Background: an optimization exercise with open tools, aiming at small area. Do not read the settings as production practice.
In this exercise RTL edits were held to simulation tests only and were not proved equivalent to the original.

**PDN straps and rails**

Pins as bars on the die edge. Tap cells in grey.
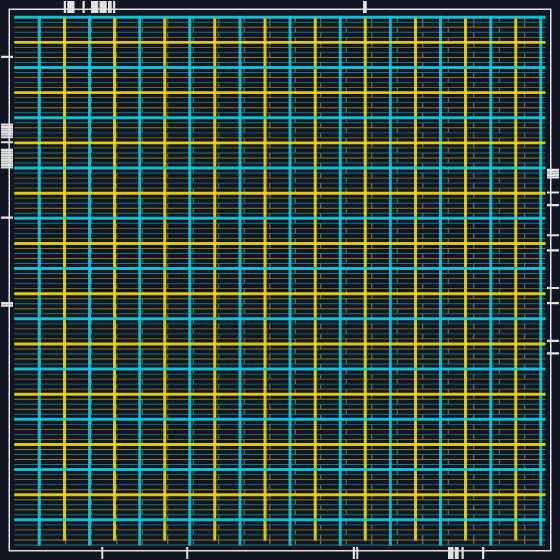
**Cells coloured by class**

Scale bar: 100 um.
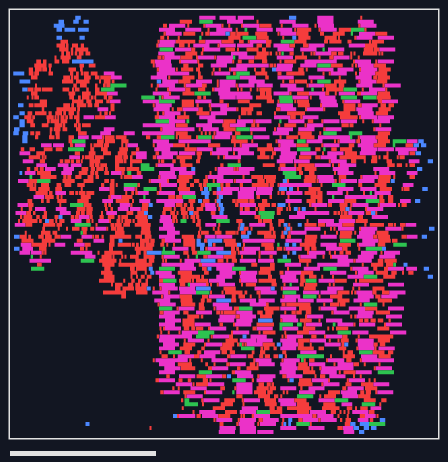
**Clock wires, drivers and flops**

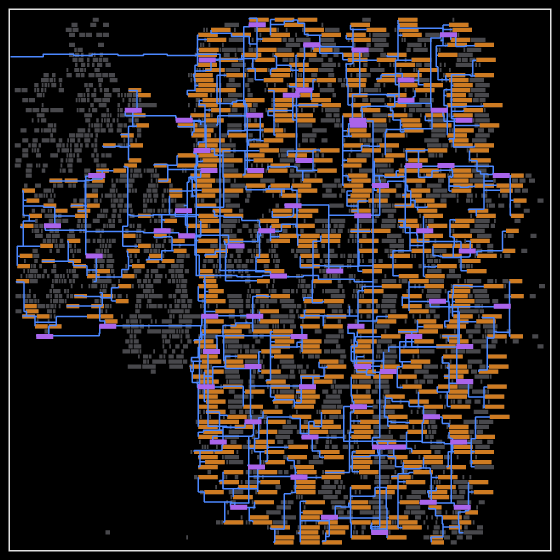
**Signal wires by layer**

Scale bar: 100 um. Only two layers are drawn.
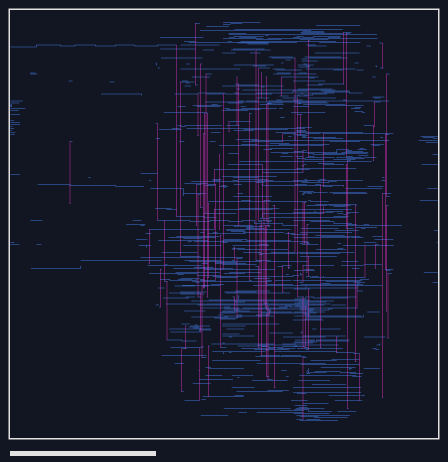
### design/flow/run.sh
#!/bin/bash
# synth_recipe.tcl (not shown) runs the flow's synth.tcl, then flattens the netlist and writes it again
# the make line also repeats each setting of config.mk as NAME=value (left out here)
make -C /OpenROAD-flow-scripts/flow DESIGN_CONFIG=/design/flow/config.mk WORK_HOME=/design/flow/orfs CLKGATE_MAP_FILE= SYNTH_SCRIPT=/design/flow/synth_recipe.tcl finish
### design/flow/config.mk
export PLATFORM = sky130hd
export DESIGN_NAME = spectrum_post
export DESIGN_NICKNAME = spectrum_post
export VERILOG_FILES = /design/flow/design.v
export SDC_FILE = /design/flow/constraint.sdc
export NUM_CORES = 4
export LEC_CHECK = 0
export CAP_MARGIN = 20
export CORE_MARGIN = 2
export CORE_UTILIZATION = 40
export SLEW_MARGIN = 20
### design/flow/constraint.sdc
create_clock -name core_clock -period 10.0 [get_ports {clk}]
set_input_delay 2.0000 -clock core_clock [delete_from_list [all_inputs] [get_ports {clk}]]
set_output_delay 2.0000 -clock core_clock [all_outputs]
set_load 0.01 [all_outputs]
### design/flow/design.v
module complex_to_mag #(
    parameter integer RE_IM_WIDTH = 24,
    parameter integer MAG_WIDTH   = 24
) (
    input  wire                     clk_50m,
    input  wire                     rst_n,
    input  wire                     s_axis_tvalid,
    output wire                     s_axis_tready,
    input  wire [2*RE_IM_WIDTH-1:0] s_axis_tdata,
    input  wire                     s_axis_tlast,
    output reg                      m_axis_tvalid,
    input  wire                     m_axis_tready,
    output reg  [MAG_WIDTH-1:0]     m_axis_tdata,
    output reg                      m_axis_tlast
);
    assign s_axis_tready = m_axis_tready || !m_axis_tvalid;
    wire signed [RE_IM_WIDTH-1:0] re = s_axis_tdata[2*RE_IM_WIDTH-1:RE_IM_WIDTH];
    wire signed [RE_IM_WIDTH-1:0] im = s_axis_tdata[RE_IM_WIDTH-1:0];
    wire [RE_IM_WIDTH:0] approx_mag_wide =
        (re > 0 ? re : -re) + (im > 0 ? im : -im);
    wire [MAG_WIDTH-1:0] approx_mag =
        (RE_IM_WIDTH + 1 > MAG_WIDTH) ?
        approx_mag_wide[RE_IM_WIDTH:RE_IM_WIDTH - MAG_WIDTH + 1] :
        approx_mag_wide[MAG_WIDTH-1:0];
    always @(posedge clk_50m) begin
        if (!rst_n) begin
            m_axis_tvalid <= 1'b0;
            m_axis_tlast  <= 1'b0;
            m_axis_tdata  <= {MAG_WIDTH{1'b0}};
        end
        else begin
            if (s_axis_tvalid && s_axis_tready) begin
                m_axis_tvalid <= 1'b1;
                m_axis_tlast  <= s_axis_tlast;
                m_axis_tdata  <= approx_mag;
            end
            else if (m_axis_tvalid && m_axis_tready) begin
                m_axis_tvalid <= 1'b0;
                m_axis_tlast  <= 1'b0;
            end
        end
    end
endmodule
module band_accum #(
    parameter integer FFT_LEN   = 1024,   
    parameter integer BANDS     = 32,
    parameter integer IN_WIDTH  = 24,
    parameter integer OUT_WIDTH = 16
) (
    input  wire                     clk_50m,
    input  wire                     rst_n,
    input  wire                     s_axis_tvalid,
    output wire                     s_axis_tready,
    input  wire [IN_WIDTH-1:0]      s_axis_tdata,
    input  wire                     s_axis_tlast,
    output reg                      m_axis_tvalid,
    input  wire                     m_axis_tready,
    output      [OUT_WIDTH-1:0]     m_axis_tdata,
    output reg                      m_axis_tlast
);
    localparam integer HALF_N       = FFT_LEN / 2;
    localparam integer BAND_SAMPLES = HALF_N / BANDS;
    reg [$clog2(BAND_SAMPLES):0]            band_sample_idx;   
    reg [$clog2(BANDS):0]                   band_idx;          
    reg [IN_WIDTH+$clog2(BAND_SAMPLES)-1:0] acc, acc_r;
    reg                                     frame_done;
    assign m_axis_tdata = acc_r[IN_WIDTH+$clog2(BAND_SAMPLES)-1-:OUT_WIDTH];
    assign s_axis_tready = (!m_axis_tvalid) || m_axis_tready;
    always @(posedge clk_50m) begin
        if (!rst_n) begin
            band_sample_idx <= 0;
            band_idx        <= 0;
            acc             <= 0;
            acc_r           <= 0;
            m_axis_tvalid   <= 0;
            m_axis_tlast    <= 0;
            frame_done      <= 0;
        end
        else begin
            if (m_axis_tvalid && m_axis_tready) begin
                m_axis_tvalid <= 1'b0;
                m_axis_tlast  <= 1'b0;
            end
            if (s_axis_tvalid && s_axis_tready) begin
                if (!frame_done) begin
                    if (band_sample_idx == BAND_SAMPLES - 1) begin
                        acc             <= 'b0;
                        acc_r           <= acc + s_axis_tdata;
                        m_axis_tvalid   <= 1'b1;
                        m_axis_tlast    <= (band_idx == BANDS - 1) ? 1'b1 : 1'b0;
                        band_sample_idx <= 0;
                        band_idx        <= band_idx + 1;
                        frame_done      <= (band_idx == BANDS - 1) ? 1'b1 : 1'b0;
                    end
                    else begin
                        acc             <= (band_sample_idx == 0 && band_idx == 0) ?
                                            s_axis_tdata : acc + s_axis_tdata;
                        band_sample_idx <= band_sample_idx + 1;
                    end
                end
                else begin
                    if (s_axis_tlast) begin
                        band_sample_idx <= 'b0;
                        band_idx        <= 'b0;
                        acc             <= 'b0;
                        frame_done      <= 1'b0;
                    end
                end
            end
        end
    end
endmodule
module band_buffer #(
    parameter integer BANDS      = 32,
    parameter integer DATA_WIDTH = 16
) (
    input  wire                        clk_50m,
    input  wire                        rst_n,
    input  wire                        s_axis_tvalid,
    output wire                        s_axis_tready,
    input  wire [DATA_WIDTH-1:0]       s_axis_tdata,
    input  wire                        s_axis_tlast,
    input  wire [$clog2(BANDS)-1:0]    rd_addr,
    input  wire                        rd_en,
    output reg  [DATA_WIDTH-1:0]       rd_data,
    output reg                         rd_data_valid,
    output reg                         frame_stb
);
    assign s_axis_tready = 1'b1;
    reg [$clog2(BANDS)-1:0] waddr;
    reg [DATA_WIDTH-1:0]    mem [0:BANDS-1];
    integer i;
    always @(posedge clk_50m) begin
        if (!rst_n) begin
            waddr         <= 0;
            frame_stb     <= 1'b0;
            rd_data       <= 0;
            rd_data_valid <= 1'b0;
            for (i = 0; i < BANDS; i = i + 1)
                mem[i] <= 0;
        end
        else begin
            frame_stb <= 1'b0;
            if (s_axis_tvalid) begin
                mem[waddr] <= (s_axis_tdata > mem[waddr]) ?
                              s_axis_tdata :
                              ((mem[waddr] > 300) ? (mem[waddr] - 300) : 0);
                if (waddr == BANDS - 1)
                    waddr <= 0;
                else
                    waddr <= waddr + 1;
                if (s_axis_tlast)
                    frame_stb <= 1'b1;   
            end
            if (rd_en) begin
                rd_data       <= mem[rd_addr];
                rd_data_valid <= 1'b1;
            end
            else begin
                rd_data_valid <= 1'b0;
            end
        end
    end
endmodule
module spectrum_post #(
    parameter FFT_LEN         = 1024,
    parameter FFT_RE_IM_WIDTH = 16,
    parameter MAG_WIDTH       = 16,
    parameter BANDS           = 32
)(
    input  wire                          clk,
    input  wire                          rst_n,
    input  wire                          s_axis_tvalid,
    output wire                          s_axis_tready,
    input  wire [2*FFT_RE_IM_WIDTH-1:0]  s_axis_tdata,
    input  wire                          s_axis_tlast,
    input  wire [4:0]                    spec_rd_addr,
    input  wire                          spec_rd_en,
    output wire [15:0]                   spec_rd_data,
    output wire                          spec_rd_data_valid,
    output wire                          spec_frame_stb
);
    wire                 mag_tvalid;
    wire                 mag_tready;
    wire [MAG_WIDTH-1:0] mag_tdata;
    wire                 mag_tlast;
    assign spec_frame_stb = mag_tlast;
    complex_to_mag #(
        .RE_IM_WIDTH (FFT_RE_IM_WIDTH),
        .MAG_WIDTH   (MAG_WIDTH)
    ) u_complex_to_mag (
        .clk_50m       (clk),
        .rst_n         (rst_n),
        .s_axis_tvalid (s_axis_tvalid),
        .s_axis_tready (s_axis_tready),
        .s_axis_tdata  (s_axis_tdata),
        .s_axis_tlast  (s_axis_tlast),
        .m_axis_tvalid (mag_tvalid),
        .m_axis_tready (mag_tready),
        .m_axis_tdata  (mag_tdata),
        .m_axis_tlast  (mag_tlast)
    );
    wire        band_tvalid;
    wire        band_tready;
    wire [15:0] band_tdata;
    wire        band_tlast;
    band_accum #(
        .FFT_LEN   (FFT_LEN),
        .BANDS     (BANDS),
        .IN_WIDTH  (MAG_WIDTH),
        .OUT_WIDTH (16)
    ) u_band_accum (
        .clk_50m       (clk),
        .rst_n         (rst_n),
        .s_axis_tvalid (mag_tvalid),
        .s_axis_tready (mag_tready),
        .s_axis_tdata  (mag_tdata),
        .s_axis_tlast  (mag_tlast),
        .m_axis_tvalid (band_tvalid),
        .m_axis_tready (band_tready),
        .m_axis_tdata  (band_tdata),
        .m_axis_tlast  (band_tlast)
    );
    band_buffer #(
        .BANDS      (BANDS),
        .DATA_WIDTH (16)
    ) u_band_buffer (
        .clk_50m       (clk),
        .rst_n         (rst_n),
        .s_axis_tvalid (band_tvalid),
        .s_axis_tready (band_tready),
        .s_axis_tdata  (band_tdata),
        .s_axis_tlast  (band_tlast),
        .rd_addr       (spec_rd_addr),
        .rd_en         (spec_rd_en),
        .rd_data       (spec_rd_data),
        .frame_stb     (),
        .rd_data_valid (spec_rd_data_valid)
    );
endmodule
==> out/metrics.sh <==
YOSYS_WARNINGS=3
SLEW_OF_THE_PIN_WITH_THE_LOWEST_SLEW_MARGIN_NS=1.254
POWER_SEQUENTIAL_uW=2940
PLACED_CELLS_INCL_TAPS=3626
SEQ_POWER_SHARE=0.463
DIE_Y_UM=292.2
GLOBAL_ROUTE_WIRE_LENGTH_BEFORE_REPAIR_UM=155300
CTS_BUFFER_DEPTH=3
HOLD_VIOL_FINAL=0
POST_ROUTE_CELL_AREA_MM2=0.03711
STATUS='timing/DRC/antenna clean'
BUFFER_PORTS.INSERTED=59
RELATIVE_SLEW_SLACK=0.1637
NETLIST_INSTANCES=2648
MET2_LENGTH_UM=50710
SYNTHESIS.AREA_MM2=0.03323
FLOORPLAN.ROWS=105
SHARE_OF_THE_FINAL_LAYOUT_CELL_AREA_IN_MULTI_INPUT_GATES=0.3971
SIGNAL_BUFFER_AREA_FRACTION=0.03442
LAYOUT.FILLER_CELLS=7292
DRC_ERRORS=0
PG_COMB_uW=721
CTS.REPAIR_TIMING.SETUP_BUFFER_COUNT=0
COMB.MULTI_INPUT.COUNT=1797
CPLARGESTDELAYFAMILY='compound AO/OA/AOI/OAI gates'
ENDPOINTS_FAILING_SETUP=0
FP.DIEAREA_MM2=0.08540
DRIVE_ABOVE_1_SHARE=0.1757
WORST_HOLD_SLACK_NS=0.4733
TIMING.MAX_CAP.VIOLATIONS=0
TOPROUTINGLAYERUSED='met5'
CRITPATHBUFINV=4
SLACK_OF_THE_WORST_REG_TO_REG_PATH_NS=3.44
SYNTH_EDF_COUNT=512
FMAX_MHz=152.5
AREA_DOMINANT_CLASS='registers'
UNREPAIRED_SETUP_ENDPOINTS_AFTER_GLOBAL_ROUTING='no'
CP_DATA_REQUIRED_TIME_NS=10.35
About 'PDN straps and rails':
Cyan is VSS. Yellow is VDD.
106 met1 rails follow the rows. 21 straps on met5.

About 'cells coloured by class':
Red is all other logic, cells 1822, share of their area 41%. Blue is other buffers and delay cells, cells 134, share of their area 3.6%. Magenta is flip-flops, cells 606, share of their area 48%. Green is clock drivers and dummy loads, cells 124, share of their area 6.7%.

About 'clock wires, drivers and flops':
Orange is flip-flops, count 606. Purple is cells driving clock nets, count 70. Blue is clock wires, length 7980 um.
There are 71 routed clock nets.

About 'signal wires by layer':
Magenta is met4, wire length 5040 um. Blue is met3, wire length 11300 um.
DR vias: 23220
drt total wl: 107700 um

==> synth_stat cells, types with 22 or more instances <==
master,instances,area (um^2)
sky130_fd_sc_hd__mux2i_1,164,1642
sky130_fd_sc_hd__buf_1,23,86.33
sky130_fd_sc_hd__o21ai_0,41,205.2
sky130_fd_sc_hd__clkbuf_1,110,412.9
sky130_fd_sc_hd__ha_1,59,738.2
sky130_fd_sc_hd__and3_1,24,150.1
sky130_fd_sc_hd__buf_2,41,205.2
sky130_fd_sc_hd__a21oi_1,36,180.2
sky130_fd_sc_hd__a22oi_1,75,563.0
sky130_fd_sc_hd__edfxtp_1,512,15370
sky130_fd_sc_hd__inv_1,24,90.09
sky130_fd_sc_hd__nor2_1,562,2110
sky130_fd_sc_hd__xnor2_1,46,402.9
sky130_fd_sc_hd__nand3_1,57,285.3
sky130_fd_sc_hd__nand2_1,178,668.1
sky130_fd_sc_hd__mux4_2,223,5022
sky130_fd_sc_hd__nor2b_1,37,231.5
sky130_fd_sc_hd__nor3_1,22,110.1
sky130_fd_sc_hd__dfxtp_1,94,1882

afterwards: timing with drivers on the ports:
In the flow no input, the clock included, has a driving cell. The finished layout below was timed again as built, in two steps.
Step 1: set_driving_cell puts a clkbuf_16 on clk and a buf_2 on each other input, an assumption about the parent block.
Step 2 times the ports against the registers' clock, not the clock port: input delays grow and output delays shrink by t, the midpoint of the rising clock arrivals with the driver on.
Three values: no drivers, after step 1, after step 2; two values: the first two.
t, ns: 0.697
setup WS [ns]: 3.444 / 3.444 / 3.050
latest minus earliest clock arrival (ns): 0.027 / 0.027
After both steps setup and hold are still met in this run. The setup slack of this run moves by 0.000 ns with the drivers and by -0.394 ns with both steps.
